Source: an optimization exercise on an open RTL-to-GDS flow (aim: small area and a short achievable clock period). Production flows keep margins and buffers that such runs may drop.
Only simulation tests tie the RTL to the original design; equivalence was not proved.
Not every run is shown, and edits may drop behaviour that the tests do not exercise.
Power figures rest on the tool's default switching activity, not on a simulated workload.

===== design/flow/config.mk =====
export PLATFORM = sky130hd
export DESIGN_NAME = cpu
export DESIGN_NICKNAME = cpu
export VERILOG_FILES = /design/flow/design.v
export SDC_FILE = /design/flow/constraint.sdc
export NUM_CORES = 4
export LEC_CHECK = 0
export CAP_MARGIN = 20
export CORE_MARGIN = 2
export CORE_UTILIZATION = 30
export SETUP_SLACK_MARGIN = 0.5
export SLEW_MARGIN = 20

===== design/flow/design.v =====
`timescale 1ns / 1ps
module mux32(control, a, b, out);
    input                   control;
    input   [31:0]           a;
    input   [31:0]           b;
    output  reg [31:0]    out;
    always @(*) begin
        case(control)
            0:out = a;
            1:out = b;
        endcase
    end
endmodule
`timescale 1ns / 1ps
module mux6(control, a, b, out);
    input                   control;
    input   [4:0]           a;
    input   [4:0]           b;
    output  reg [4:0]    out;
    always @(*) begin
        case(control)
            0:out = a;
            1:out = b;
        endcase
    end
endmodule
`timescale 1ns / 1ps
module mux4input(pcsrc, in0, imm, in2, in3, out);
    input [1:0] pcsrc;
    input [31:0] in0;
    input [31:0] in2;
    input [31:0] in3;
    input [31:0] imm;
    output reg [31:0] out;
    reg [31:0] temp;
    always @(*) begin
        temp = in0 + imm;
        case (pcsrc)
            0: out = in0;
            1: out = {14'b0, temp[17:0]};
            2: out = in2;
            3: out = in3;
        endcase
    end
endmodule
`timescale 1ns / 1ps
module selection(shift, a, b, out);
    input                   shift;
    input   [31:0]          a;
    input   [4:0]           b;
    output  reg [31:0]    out;
    always @(*) begin
        case(shift)
            0:out = a;
            1:out = b;
        endcase
    end
endmodule
`timescale 1ns / 1ps
module sign(imm, sext, out);
    input   [15:0]  imm;
    input           sext;
    output reg [31:0]   out;
    always @(*) begin
        if (sext) begin
            if (imm[15])
                out = {16'hffff, imm[15:0]};
            else 
                out = {16'h0000, imm[15:0]};
        end
        else 
            out = {16'h0000, imm[15:0]};
    end
endmodule
`timescale 1ns / 1ps
module instruction(ins, op, func, rs, rt, rd, sa, imm, addr);
    input   [31:0]  ins;
    output  [5:0]   op;
    output  [5:0]   func;
    output  [4:0]   rs;
    output  [4:0]   rt;
    output  [4:0]   rd;
    output  [4:0]   sa;
    output  [15:0]  imm;
    output  [25:0]  addr;
    assign op = {ins[31:26]};
    assign rs = {ins[25:21]};
    assign rt = {ins[20:16]};
    assign rd = {ins[15:11]};
    assign sa = {ins[10:6]};
    assign func = {ins[5:0]};
    assign imm = {ins[15:0]};
    assign addr = {ins[25:0]};
endmodule
`timescale 1ns / 1ps
module control(zero, op, func, m2reg, pcsrc, wmem, aluc, shift, aluimm, wreg, regrt, sext, jal);
     input          zero;
     input  [5:0]   op;
     input  [5:0]   func;
     output reg         m2reg;
     output reg [1:0]   pcsrc;
     output reg         wmem;
     output reg [3:0]   aluc;
     output reg         shift;
     output reg         aluimm;
     output reg         wreg;
     output reg         regrt;
     output reg         sext;
     output reg         jal;
     always @(zero, op, func) begin
        m2reg = 0;
        pcsrc = 0;
        wmem = 0;
        aluc = 4'b0;
        shift = 0;
        aluimm = 0;
        wreg = 0;
        regrt = 0;
        sext = 0;
        jal = 0;
        if (op == 0) begin
            wreg = 1;
            regrt = 0;
            jal = 0;
            m2reg = 0;
            shift = 0;
            aluimm = 0;
            wmem = 0;
            pcsrc = 0;
            case(func)
                6'b100000:         aluc = 4'b0;  
                6'b100010:         aluc = 4'b100;    
                6'b100100:         aluc = 4'b001;    
                6'b100101:         aluc = 4'b101;    
                6'b100110:         aluc = 4'b010;    
                6'b0:              aluc = 4'b0011;   
                6'b10:             aluc = 4'b0111;   
                6'b11:             aluc = 4'b1111;   
                6'b1000:           aluc = 4'b110;    
                default:           wreg = 1'b0;      
            endcase
            if (func == 6'b001000) begin
                wreg = 1'b0;
                pcsrc = 2'b10;
            end
            case(aluc)
                4'b0011: shift = 1;
                4'b0111: shift = 1;
                4'b1111: shift = 1;
            endcase
        end
        else begin
            regrt = 1;
            jal = 0;
            m2reg = 0;
            shift = 0;
            wmem = 0;
            pcsrc = 0;
            case(op)
                6'b001000:begin
                    wreg = 1;
                    aluimm = 1;
                    sext = 1;
                    aluc = 4'b0;
                end
                6'b001100: begin
                    wreg = 1;
                    aluimm = 1;
                    sext = 0;
                    aluc = 4'b1;
                end
                6'b001101:begin
                     wreg = 1;
                     aluimm = 1;
                     sext = 0;
                     aluc = 4'b101;
                end
                6'b001110:begin
                     wreg = 1;
                     aluimm = 1;
                     sext = 0;
                     aluc = 4'b010;
                end
                6'b100011:begin
                     wreg = 1; 
                     m2reg = 1;
                     aluimm = 1;
                     sext = 1;
                     aluc = 4'b0;
                end
                6'b101011:begin
                    wreg = 0;
                    aluimm = 1;
                    sext = 1;
                    aluc = 4'b0;
                    wmem = 1;
                end
                6'b000100:begin
                    wreg = 0;
                    aluimm = 0;
                    sext = 1;
                    aluc = 4'b010;
                    if (zero)
                        pcsrc = 2'b01;                    
                end
                6'b000101:begin
                    wreg = 0;
                    aluimm = 0;
                    sext = 1;
                    aluc = 4'b010;
                    if (~zero)
                        pcsrc = 2'b01;                    
                end
                6'b001111:begin
                    wreg = 1;
                    aluimm = 1;
                    aluc = 4'b110;
                end
                6'b000010:begin
                    wreg = 0;
                    pcsrc = 2'b11;
                end
                6'b000011:begin
                    wreg = 1;
                    jal = 1;
                    pcsrc = 2'b11;
                end                
                default: wreg = 0;   
            endcase
        end
     end
endmodule
`timescale 1ns / 1ps
module alu(aluc, a, b, r, zero);
    input   [3:0]   aluc;
    input   [31:0]  a;
    input   [31:0]  b;
    output reg [31:0]  r;
    output reg         zero;
    always @(aluc, a, b) begin
        r = 32'b0;
        zero = (a == b);
        case (aluc)
            4'b0000:  r = a+b;
            4'b0100:  r = a-b;
            4'b0001:  r = a&b;
            4'b0101:  r = a|b;
            4'b0011:  r = b << a;
            4'b0111:  r = b >> a;
            4'b1111:  r = $signed(b) >>> a;
            4'b0010:  r = a^b;
            4'b0110:  r = {b[15:0],16'b0};        
        endcase
    end
endmodule
`timescale 1ns / 1ps
module regfile (rna,rnb,d,wn,we,clk,clrn,qa,qb);      
    input  [31:0] d;                                  
    input   [4:0] rna;                                
    input   [4:0] rnb;                                
    input   [4:0] wn;                                 
    input         we;                                 
    input         clk, clrn;                          
    output wire [31:0] qa, qb;                             
    reg    [31:0] register [0:31];                    
    assign qa = (rna == 0)? 0 : register[rna];        
    assign qb = (rnb == 0)? 0 : register[rnb];        
    integer i;     
    always @(posedge clk or negedge clrn)             
        if (!clrn)begin                         
            for (i = 11; i < 32; i = i + 1)                 
                 register[i]  <= 0;                    
            register[0] <= 32'h0;
            register[1] <= 32'ha00000aa;
            register[2] <= 32'h10000011;
            register[3] <= 32'h20000022;
            register[4] <= 32'h30000033;
            register[5] <= 32'h40000044;
            register[6] <= 32'h50000055;
            register[7] <= 32'h60000066;
            register[8] <= 32'h00000002;
            register[9] <= 32'h80000088;
            register[10] <= 32'h90000099;
        end
        else                    
            if ((wn != 0) && we)                      
                register[wn] <= d;                    
endmodule 
`timescale 1ns / 1ps
module program_counter(in, clk, reset, current, next, out);
    input [31:0] in;
    input       clk;
    input       reset;
    output  reg [31:0]  current;
    output  reg [31:0]  next; 
    output  reg      out;   
    reg     [31:0]  pc;
    wire    [2:0]   increment;
    assign increment = 4;
    always @(posedge clk, negedge reset) begin
        if (!reset)
            pc <= 0;
        else
            pc <= in;
    end
    always @(*) begin
        current = pc;
        next = pc + increment;
        if (pc == 32'h5c)
            out = 1;
        else
            out = 0;
    end
endmodule
`timescale 1ns / 1ps
module cpu(clk, clrn, o, imem_addr, imem_data, dmem_addr, dmem_wdata, dmem_we, dmem_rdata);
    input                    clk;
    input                    clrn;
    output                   o;
    output          [31:0]   imem_addr;
    input           [31:0]   imem_data;
    output          [31:0]   dmem_addr;
    output          [31:0]   dmem_wdata;
    output                   dmem_we;
    input           [31:0]   dmem_rdata;
    wire            [31:0]   out;
    wire            [31:0]  pc;
    wire            [31:0]  current;
    wire            [31:0]  next;
    wire             [5:0]   op;
    wire             [5:0]   func;
    wire             [4:0]   rs;
    wire             [4:0]   rt;
    wire             [4:0]   rd;
    wire            [4:0]    sa;
    wire            [15:0]  imm;
    wire            [25:0]  addr;
    wire                    zero;
    wire                    m2reg;
    wire             [1:0]  pcsrc;
    wire                    wmem;    
    wire             [3:0]   aluc;
    wire                    shift;
    wire                    aluimm;
    wire                     wreg;
    wire                    regrt;
    wire                    sext;
    wire                    jal;
    wire            [4:0]   wnn;
    wire            [4:0]   wn;
    wire            [31:0]  d;
    wire            [31:0]   qa;
    wire            [31:0]   qb;
    wire            [31:0]   a;
    wire            [31:0]  imm_ext;
    wire            [31:0]   b;
    wire            [31:0]  r;
    wire            [31:0]  dataout;
    program_counter m_counter(pc, clk, clrn, current, next, o);
    assign imem_addr = current;
    instruction m_instruction(imem_data, op, func, rs, rt, rd, sa, imm, addr);
    control m_control(zero, op, func, m2reg, pcsrc, wmem, aluc, shift, aluimm, wreg, regrt, sext, jal);
    mux6 mux_wn(regrt, rd, rt, wnn);
    mux6 mux_j(jal, wnn, 5'b11111, wn);
    mux32 mux_d(jal, out, next, d);
    regfile m_regfile(rs,rt,d,wn,wreg,clk,clrn,qa,qb);
    selection select(shift, qa, sa, a);
    sign m_sign(imm, sext, imm_ext);
    mux32 mux_b(aluimm, qb, imm_ext, b);
    alu Alu(aluc, a, b, r, zero);
    assign dmem_addr  = r;
    assign dmem_wdata = qb;
    assign dmem_we    = wmem;
    assign dataout    = dmem_rdata;
    mux32 mux_datamem(m2reg, r, dataout, out);
    mux4input mux_4input(pcsrc, next, {14'b0, imm_ext[15:0], 2'b0}, qa, {4'b0, addr[25:0], 2'b0}, pc);
endmodule

===== design/flow/run.sh =====
#!/bin/bash
# synth_recipe.tcl (not shown) runs the flow's synth.tcl, then flattens the netlist and writes it again
# the make line also repeats each setting of config.mk as NAME=value (left out here)
make -C /OpenROAD-flow-scripts/flow DESIGN_CONFIG=/design/flow/config.mk WORK_HOME=/design/flow/orfs CLKGATE_MAP_FILE= SYNTH_SCRIPT=/design/flow/synth_recipe.tcl finish

===== design/flow/constraint.sdc =====
create_clock -name core_clock -period 12.0 [get_ports {clk}]
set_input_delay 2.4000 -clock core_clock [delete_from_list [all_inputs] [get_ports {clk}]]
set_output_delay 2.4000 -clock core_clock [all_outputs]
set_load 0.01 [all_outputs]

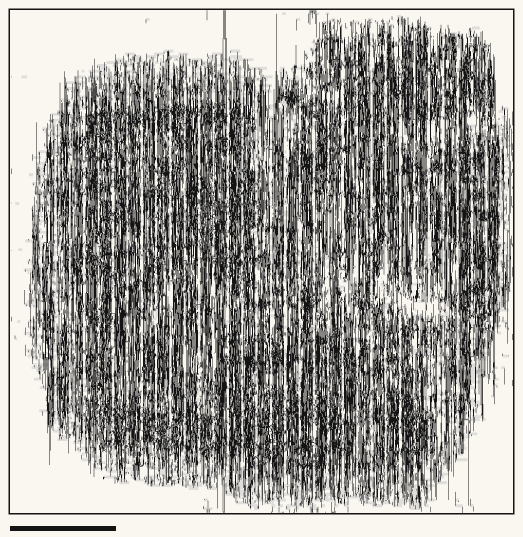
*M2 wires, run 1*
The bar under the picture is 100 um long.
wire length on this layer: 194 mm
share of all routed wire: 39%
nets with wire on the layer: 6774
longest straight run: 164 um

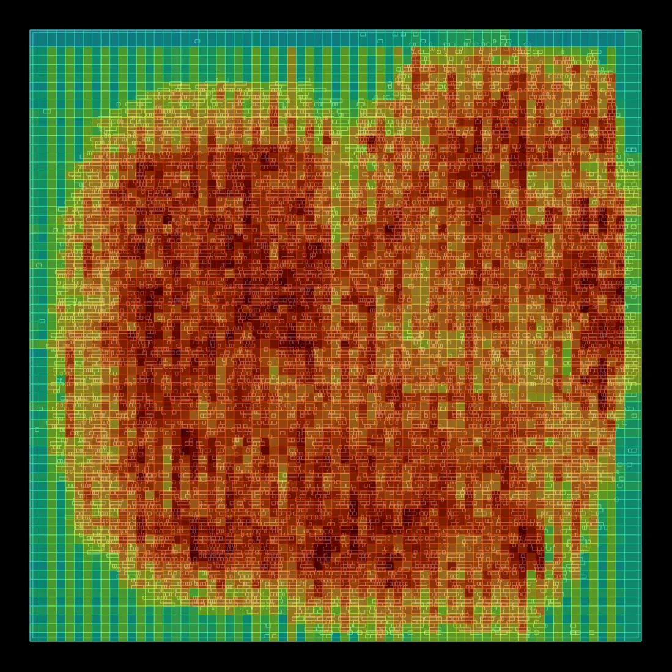
*Congestion heat map, run 1*
met3 Track Usage GR: 17.38%
average wire per standard cell: 44.18 um

==> flow_summary.ini, run 1 <==
[floorplanning]
start_util_pct = 30.09
tap-cell-count = 2975
die_area_um2 = 225900
die_x_um = 475.3
fp-row-count = 173

[route]
drt_wl_total_um = 498700
drt_pass1_iterations = 9
wl_met1_um = 189800
first_iter_violations = 14250
wl_met2_um = 193900
top_layer_used = met5
antenna_left = 0

[power]
pwr-share-comb_pct = 28.5
p_clk_w = 0.00400
swShare_pct = 38.11
p_sw_w = 0.004338
seq_power_share_pct = 36.4
p_comb_w = 0.00324
report.power.total_w = 0.01138

[sta]
relSlewSlack_pct = 9.852
fin_crit_ns = 11.60
setup_slack_ns = 0.3991
slew_viol_final = 0
setup_viol = 0
finalHoldViolCount = 0
setup_tns_ns = 0
fmax_mhz = 86.20
holdWs_ns = 0.4974

[logic_synthesis]
yosys_most_used_dff = dfrtp_1
synth_fa_ha_area_share_pct = 2.193
synth_xor_xnor_area_share_pct = 0.8149
synthSimpleGateAreaFrac_pct = 20.95
muxShareOfSynthArea_pct = 8.001
synth_common_cells = 1011 x nand2_1, 981 x dfrtp_1, 679 x o21ai_0, 525 x and3_1, 513 x clkbuf_1
syn_avg_cell_area_um2 = 8.643
seq_area_frac_synth_pct = 38.54
synth-seq-cells = 1024
yosysMostFrequentCell = nand2_1
yosys_warnings = 10

[setup_path]
crit_type = input port to output pin
rr_startpoint = m_regfile.register[11][10]
cp_max_fo = 20
end_kind = output pin
regToRegSetupSlack_ns = 4.78
cp_common_cell = buf_4

[final_layout]
inverters = 131
sh_seq_area_pct = 31.53
fin_nets = 8341
stdcell_area_um2 = 81440
nFlopsAndLatches = 1024
layout-drive-gt1-share_pct = 21.53
multi_input_area_share_pct = 47.04
clock_buffers = 153
bufAreaShareNonClock_pct = 10.98
fin_cells = 11290

[placement]
place_ws_ns = -0.1267
postPlaceCellArea_um2 = 76300
portBuffers = 163
place_inst = 10960

[status]
status = timing/DRC/antenna clean

[hold_path]
min_path_type = flop to flop
min_path_cells = 2

[global_routing]
grtUsageTotal_pct = 42.76
grt_pass1_vias = 70620
grt_pass1_wl_um = 656600
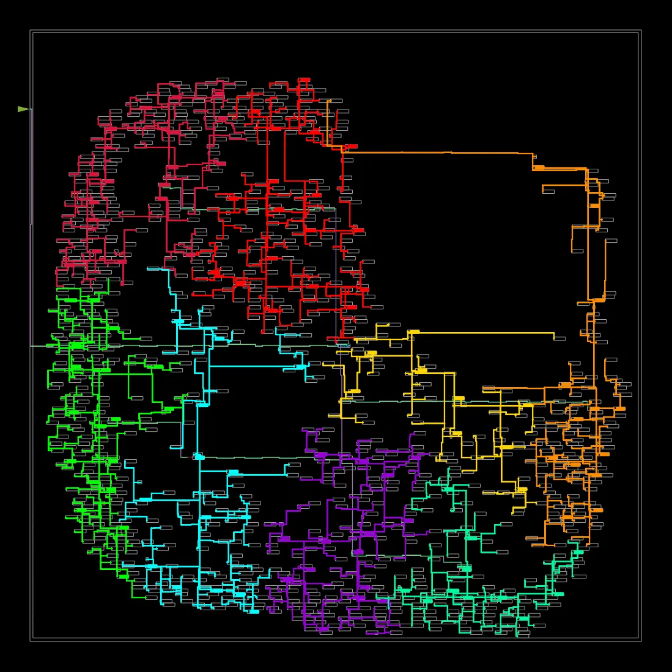
*The clock tree on the layout, run 1*
CTS root buf: clkbuf_16
CTS Buf Count: 117
CTS sink count: 1024

## run 1: layout by cell type, fill, tap and decap left out, drive strengths merged, types with 30 or more instances in the layout
master / n
a21o: 58
nand3b: 34
o221ai: 30
mux2i: 148
nand3: 264
nor4: 53
o22ai: 42
dfstp: 43
o21ai: 720
o31ai: 127
clkdlybuf4s50: 152
a2111oi: 151
clkinv: 42
xnor2: 40
mux2: 333
clkbuf: 155
a22oi: 384
a21oi: 310
nand4: 151
o211ai: 45
a221oi: 64
dfrtp: 981
nand2: 1012
buf: 898
a211oi: 52
nor2: 423
ha: 112
inv: 130
and3: 526
nand2b: 34
a31oi: 83
diode: 52
nor3: 92
## run 1: critical path, delay by kind of cell
kind | cells | cell delay (ns)
AO/OA/AOI/OAI | 6 | 1.93
multiplexers | 2 | 0.98
buffers and inverters | 9 | 2.58
AND/OR/NAND/NOR | 4 | 1.26
## run 1: layer usage
metal  GRT usage, %  up-vias
met5              0        -
met4          29.71       50
met3          17.38     1900
met2          58.02     7103
met1          54.66    38320
li1               -    29710
## run 1: sequential cells by signal, indices dropped and copies added, names as in the netlist
signal              count
m_counter.pc           32
m_regfile.register    992
### Signal wires by layer, run 1

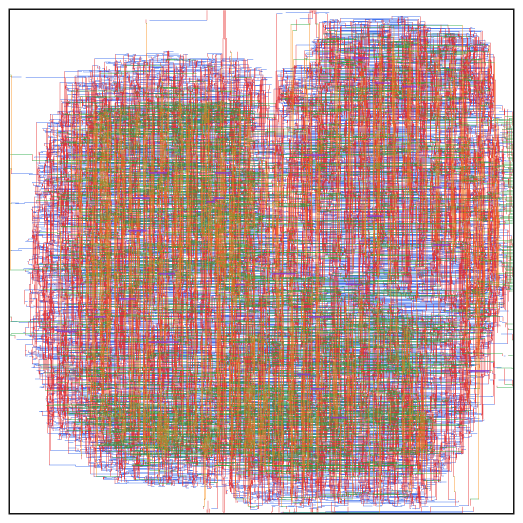

--- run 2 (changed files replaced; the others as in run 1) ---
==> design/flow/design.v <==
`timescale 1ns / 1ps
module regfile (rna, rnb, d, wn, we, clk, clrn, qa, qb);
    input  [31:0] d;
    input   [4:0] rna;
    input   [4:0] rnb;
    input   [4:0] wn;
    input         we;
    input         clk, clrn;
    output [31:0] qa, qb;
    wire   [31:0] register [1:31];
    reg    [31:1] valid;
    function [31:0] rstval;
        input [4:0] n;
        case (n)
            5'd1:    rstval = 32'ha00000aa;
            5'd2:    rstval = 32'h10000011;
            5'd3:    rstval = 32'h20000022;
            5'd4:    rstval = 32'h30000033;
            5'd5:    rstval = 32'h40000044;
            5'd6:    rstval = 32'h50000055;
            5'd7:    rstval = 32'h60000066;
            5'd8:    rstval = 32'h00000002;
            5'd9:    rstval = 32'h80000088;
            5'd10:   rstval = 32'h90000099;
            default: rstval = 32'h0;
        endcase
    endfunction
    wire [31:1] deca, decb, decw;
    genvar i;
    generate
        for (i = 1; i < 32; i = i + 1) begin : g_dec
            assign deca[i] = (rna == i);
            assign decb[i] = (rnb == i);
            assign decw[i] = we && (wn == i);
        end
    endgenerate
    reg [31:0] ra, rb;
    integer k;
    always @(*) begin
        ra = 32'b0;
        rb = 32'b0;
        for (k = 1; k < 32; k = k + 1) begin
            ra = ra | ({32{deca[k] & valid[k]}} & register[k])
                    | ({32{deca[k] & ~valid[k]}} & rstval(k));
            rb = rb | ({32{decb[k] & valid[k]}} & register[k])
                    | ({32{decb[k] & ~valid[k]}} & rstval(k));
        end
    end
    assign qa = ra;
    assign qb = rb;
    always @(posedge clk or negedge clrn)
        if (!clrn)
            valid <= 31'b0;
        else
            valid <= valid | decw;
    generate
        for (i = 1; i < 32; i = i + 1) begin : g_reg
            reg [31:0] q;
            always @(posedge clk)
                if (decw[i])
                    q <= d;
            assign register[i] = q;
        end
    endgenerate
endmodule
`timescale 1ns / 1ps
module cpu(clk, clrn, o, imem_addr, imem_data, dmem_addr, dmem_wdata, dmem_we, dmem_rdata);
    input                    clk;
    input                    clrn;
    output                   o;
    output          [31:0]   imem_addr;
    input           [31:0]   imem_data;
    output          [31:0]   dmem_addr;
    output          [31:0]   dmem_wdata;
    output                   dmem_we;
    input           [31:0]   dmem_rdata;
    reg             [31:0]   pc;
    wire            [31:0]   pc4 = pc + 32'd4;
    assign imem_addr = pc;
    assign o = (pc == 32'h5c);
    wire             [5:0]   op   = imem_data[31:26];
    wire             [4:0]   rs   = imem_data[25:21];
    wire             [4:0]   rt   = imem_data[20:16];
    wire             [4:0]   rd   = imem_data[15:11];
    wire             [4:0]   sa   = imem_data[10:6];
    wire             [5:0]   fn   = imem_data[5:0];
    wire            [15:0]   imm  = imem_data[15:0];
    wire            [25:0]   tgt  = imem_data[25:0];
    wire rtype  = (op == 6'h00);
    wire r_add  = rtype && (fn == 6'h20);
    wire r_sub  = rtype && (fn == 6'h22);
    wire r_and  = rtype && (fn == 6'h24);
    wire r_or   = rtype && (fn == 6'h25);
    wire r_xor  = rtype && (fn == 6'h26);
    wire r_sll  = rtype && (fn == 6'h00);
    wire r_srl  = rtype && (fn == 6'h02);
    wire r_sra  = rtype && (fn == 6'h03);
    wire r_jr   = rtype && (fn == 6'h08);
    wire i_addi = (op == 6'h08);
    wire i_andi = (op == 6'h0c);
    wire i_ori  = (op == 6'h0d);
    wire i_xori = (op == 6'h0e);
    wire i_lui  = (op == 6'h0f);
    wire i_lw   = (op == 6'h23);
    wire i_sw   = (op == 6'h2b);
    wire i_beq  = (op == 6'h04);
    wire i_bne  = (op == 6'h05);
    wire i_j    = (op == 6'h02);
    wire i_jal  = (op == 6'h03);
    wire r_alu  = r_add | r_sub | r_and | r_or | r_xor | r_sll | r_srl | r_sra;
    wire i_alu  = i_addi | i_andi | i_ori | i_xori | i_lui | i_lw;
    wire wreg   = r_alu | i_alu | i_jal;
    wire [4:0] wn = i_jal ? 5'd31 : (rtype ? rd : rt);
    wire            [31:0]   qa, qb, wd;
    regfile m_regfile(rs, rt, wd, wn, wreg, clk, clrn, qa, qb);
    wire            [31:0]   simm = {{16{imm[15]}}, imm};
    wire            [31:0]   asum = qa + simm;
    assign dmem_addr  = asum;
    assign dmem_wdata = qb;
    assign dmem_we    = i_sw;
    wire            [31:0]   addsub = qa + (fn[1] ? ~qb : qb) + {31'b0, fn[1]};
    wire            [31:0]   lb = rtype ? qb : {16'b0, imm};
    wire            [31:0]   land = qa & lb;
    wire            [31:0]   lor  = qa | lb;
    wire            [31:0]   lxor = qa ^ lb;
    function [31:0] rev32;
        input [31:0] x;
        integer n;
        for (n = 0; n < 32; n = n + 1)
            rev32[n] = x[31 - n];
    endfunction
    wire                     shl  = ~fn[1];
    wire            [31:0]   shin = shl ? rev32(qb) : qb;
    wire                     fill = fn[0] & qb[31];
    wire            [32:0]   shx  = $signed({fill, shin}) >>> sa;
    wire            [31:0]   shout = shl ? rev32(shx[31:0]) : shx[31:0];
    assign wd = ({32{r_add | r_sub}}      & addsub)
              | ({32{i_addi}}             & asum)
              | ({32{r_and | i_andi}}     & land)
              | ({32{r_or  | i_ori}}      & lor)
              | ({32{r_xor | i_xori}}     & lxor)
              | ({32{r_sll | r_srl | r_sra}} & shout)
              | ({32{i_lui}}              & {imm, 16'b0})
              | ({32{i_lw}}               & dmem_rdata)
              | ({32{i_jal}}              & pc4);
    wire                     eq  = (qa == qb);
    wire            [17:0]   bt  = pc4[17:0] + {imm, 2'b00};
    wire                     br  = (i_beq & eq) | (i_bne & ~eq);
    wire            [31:0]   npc = r_jr          ? qa :
                                   br            ? {14'b0, bt} :
                                   (i_j | i_jal) ? {4'b0, tgt, 2'b00} :
                                                   pc4;
    always @(posedge clk or negedge clrn)
        if (!clrn)
            pc <= 32'b0;
        else
            pc <= npc;
endmodule
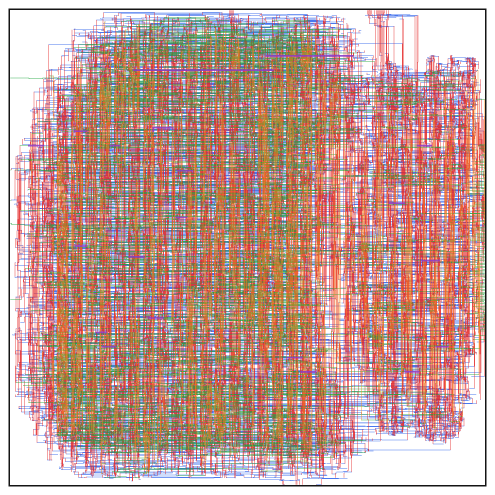
*Signal wires by layer, run 2*
[met5] purple | wire length: 446 um
[met3] green | wire length: 74.0 mm
[met2] red | wire length: 195 mm
[met4] orange | wire length: 49.7 mm
[met1] blue | wire length: 172 mm

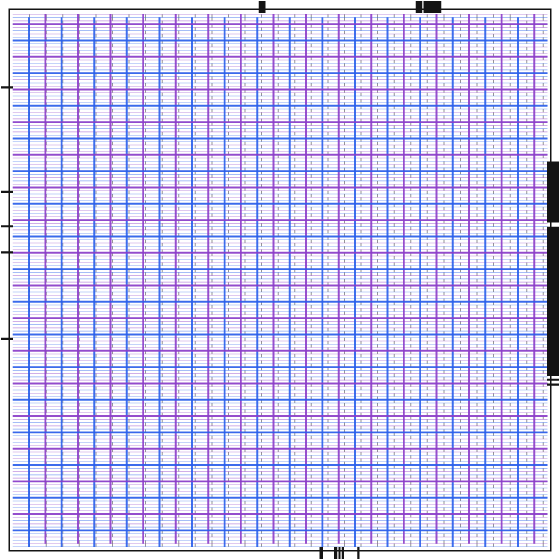
*Power grid, run 2*
Pins as bars on the die edge. Tap cells in gray.
[VSS] blue
[VDD] purple
met5 straps: 32
rows: 163
signal pins: 164
tap cells: 2640

==> run 2 against run 1 <==
Area after synthesis decreased by 11%. Via count down 16%. Register-to-register slack got worse by 1.4 ns. Clock skew fell by 0.039 ns. The layout now fails its checks (antenna rules). Combinational power down 27%. Critical path depth unchanged. Synthesized cell count down 30%. Die area shrank 10%. Largest cell class is now registers. Non-clock buffer count is 345 lower. Critical endpoint is now dmem_addr[30]. Highest routed layer unchanged. Routed wire length shrank 1.5%.
==> flow_summary.ini, run 2 <==
[sta]
setup_slack_ns = 0.4655
finalHoldViolCount = 0
fmax_mhz = 86.70
setup_tns_ns = 0
relSlewSlack_pct = 10.32
setup_viol = 0
holdWs_ns = 0.6346
fin_crit_ns = 11.53

[logic_synthesis]
yosys_most_used_dff = edfxtp_1
synth-seq-cells = 1055
yosysMostFrequentCell = edfxtp_1
seq_area_frac_synth_pct = 52.64
synth_common_cells = 992 x edfxtp_1, 451 x nand2_1, 334 x and3_1, 325 x clkbuf_1, 307 x a22oi_1
syn_avg_cell_area_um2 = 11.02

[clock_network]
clock-root-buffer = clkbuf_16
cts_inserted_buffers = 131
cts_sinks = 1055

[placement]
place_inst = 8286
place_ws_ns = 0.6626

[setup_path]
end_kind = output pin
crit_arrival_ns = 9.13
crit_family = compound AO/OA/AOI/OAI gates
rr_startpoint = m_regfile.valid[5]
path_buf_inv = 4
cp_max_fo = 14

[route]
first_iter_violations = 12960
antenna_left = 2
wl_met1_um = 172400
drt_wl_total_um = 491300
top_layer_used = met5

[power]
seq_power_share_pct = 39.0
report.power.total_w = 0.01072
p_comb_w = 0.00237
p_clk_w = 0.00417
swShare_pct = 33.52

[global_routing]
grtUsageTotal_pct = 46.68
grt_pass1_wl_um = 618100
grtUsageMet1_pct = 55.00
busiest_layer = met2
met3_usage_pct = 21.75
grt_pass1_vias = 58030

[status]
status = complete, but fails checks
violations = antenna rules

[final_layout]
largest_register_ffs = 992
inverters = 140
clock_buffers = 163
layout-drive-gt1-share_pct = 16.59
sh_seq_area_pct = 43.46
bufAreaShareNonClock_pct = 8.387
stdcell_area_um2 = 72170
final_cell_mix = 992 x edfxtp_1, 514 x buf_4, 449 x nand2_1, 321 x and3_1, 307 x a22oi_1
top_regs = m_regfile.g.q x992, pc x32, m_regfile.valid x31
fin_cells = 8628
final_common_cell = edfxtp_1
largest-register = m_regfile.g.q
nFlopsAndLatches = 1055
multi_input_area_share_pct = 36.43

[floorplanning]
fp-row-count = 163
tap-cell-count = 2640
die_area_um2 = 202200
start_util_pct = 30.18

[hold_path]
min_path_type = flop to flop
run 2: cell types whose count changed after synthesis, moves of 118 or more:
cell and delta:
and3_1 -191, o31ai_1 -118, edfxtp_1 +992, dfrtp_1 -918, clkbuf_1 -188, mux2_2 -315, nand2_1 -560, nand4_1 +125
nor2_1 -243, a21oi_1 -189, o21ai_0 -547
run 2: logic make-up after synthesis:
kind of cell    Yosys count  share of synthesized area (%)
xor+xnor                152                          2.234
fa+ha+maj               144                          3.061
simple gates           2058                          19.00
mux                      85                          2.049
compound gates         1306                          16.78
buf+inv                 607                          4.235
flops                  1055                          52.64
run 2: timing repair:
action / 4_1_cts / 5_1_grt
setup buffers: 0 / 0
resized for setup: 0 / 7
endpoints found under the setup margin: 0 / 5
run 2: worst min path at each step:
stage | startpoint | end | slack, ns | depth (start not counted)
global placement | pc[1] | pc[1] | 0.60 | 2
CTS | pc[1] | pc[1] | 0.62 | 2
finish | pc[1] | pc[1] | 0.63 | 2
global route | pc[1] | pc[1] | 0.65 | 2
detailed placement | pc[1] | pc[1] | 0.61 | 2
floorplan | m_regfile.valid[5] | m_regfile.valid[5] | 0.49 | 1

port drivers added, routing unchanged:
The results above use ideal ports. As a check the final layouts listed here were re-extracted and re-timed, cells and wires unchanged.
Step 1 sets driving cells, clkbuf_16 on the clock port and buf_2 on the other inputs (assumed; they add their load-dependent delay and slew).
Step 2 also shifts input and output timing later by t, the mid clock arrival at the registers, as if the neighbouring blocks saw the same clock.
Slacks: ideal ports / drivers / drivers and shift; pairs: ideal ports / drivers.
run | shift t [ns] | setup WS [ns] | latest minus earliest clock arrival (ns) | slew at the worst register clock pin (ns) | worst data-port slew with drivers (ns)
run 1 | 0.894 | 0.399 / 0.345 / 0.345 | 0.088 / 0.089 | 0.09 / 0.09 | 0.11
run 2 | 0.921 | 0.466 / 0.446 / 0.446 | 0.050 / 0.050 | 0.07 / 0.07 | 0.16
The setup slack of run 1, which loses most, moves by -0.054 ns with the drivers and by -0.054 ns with both steps.
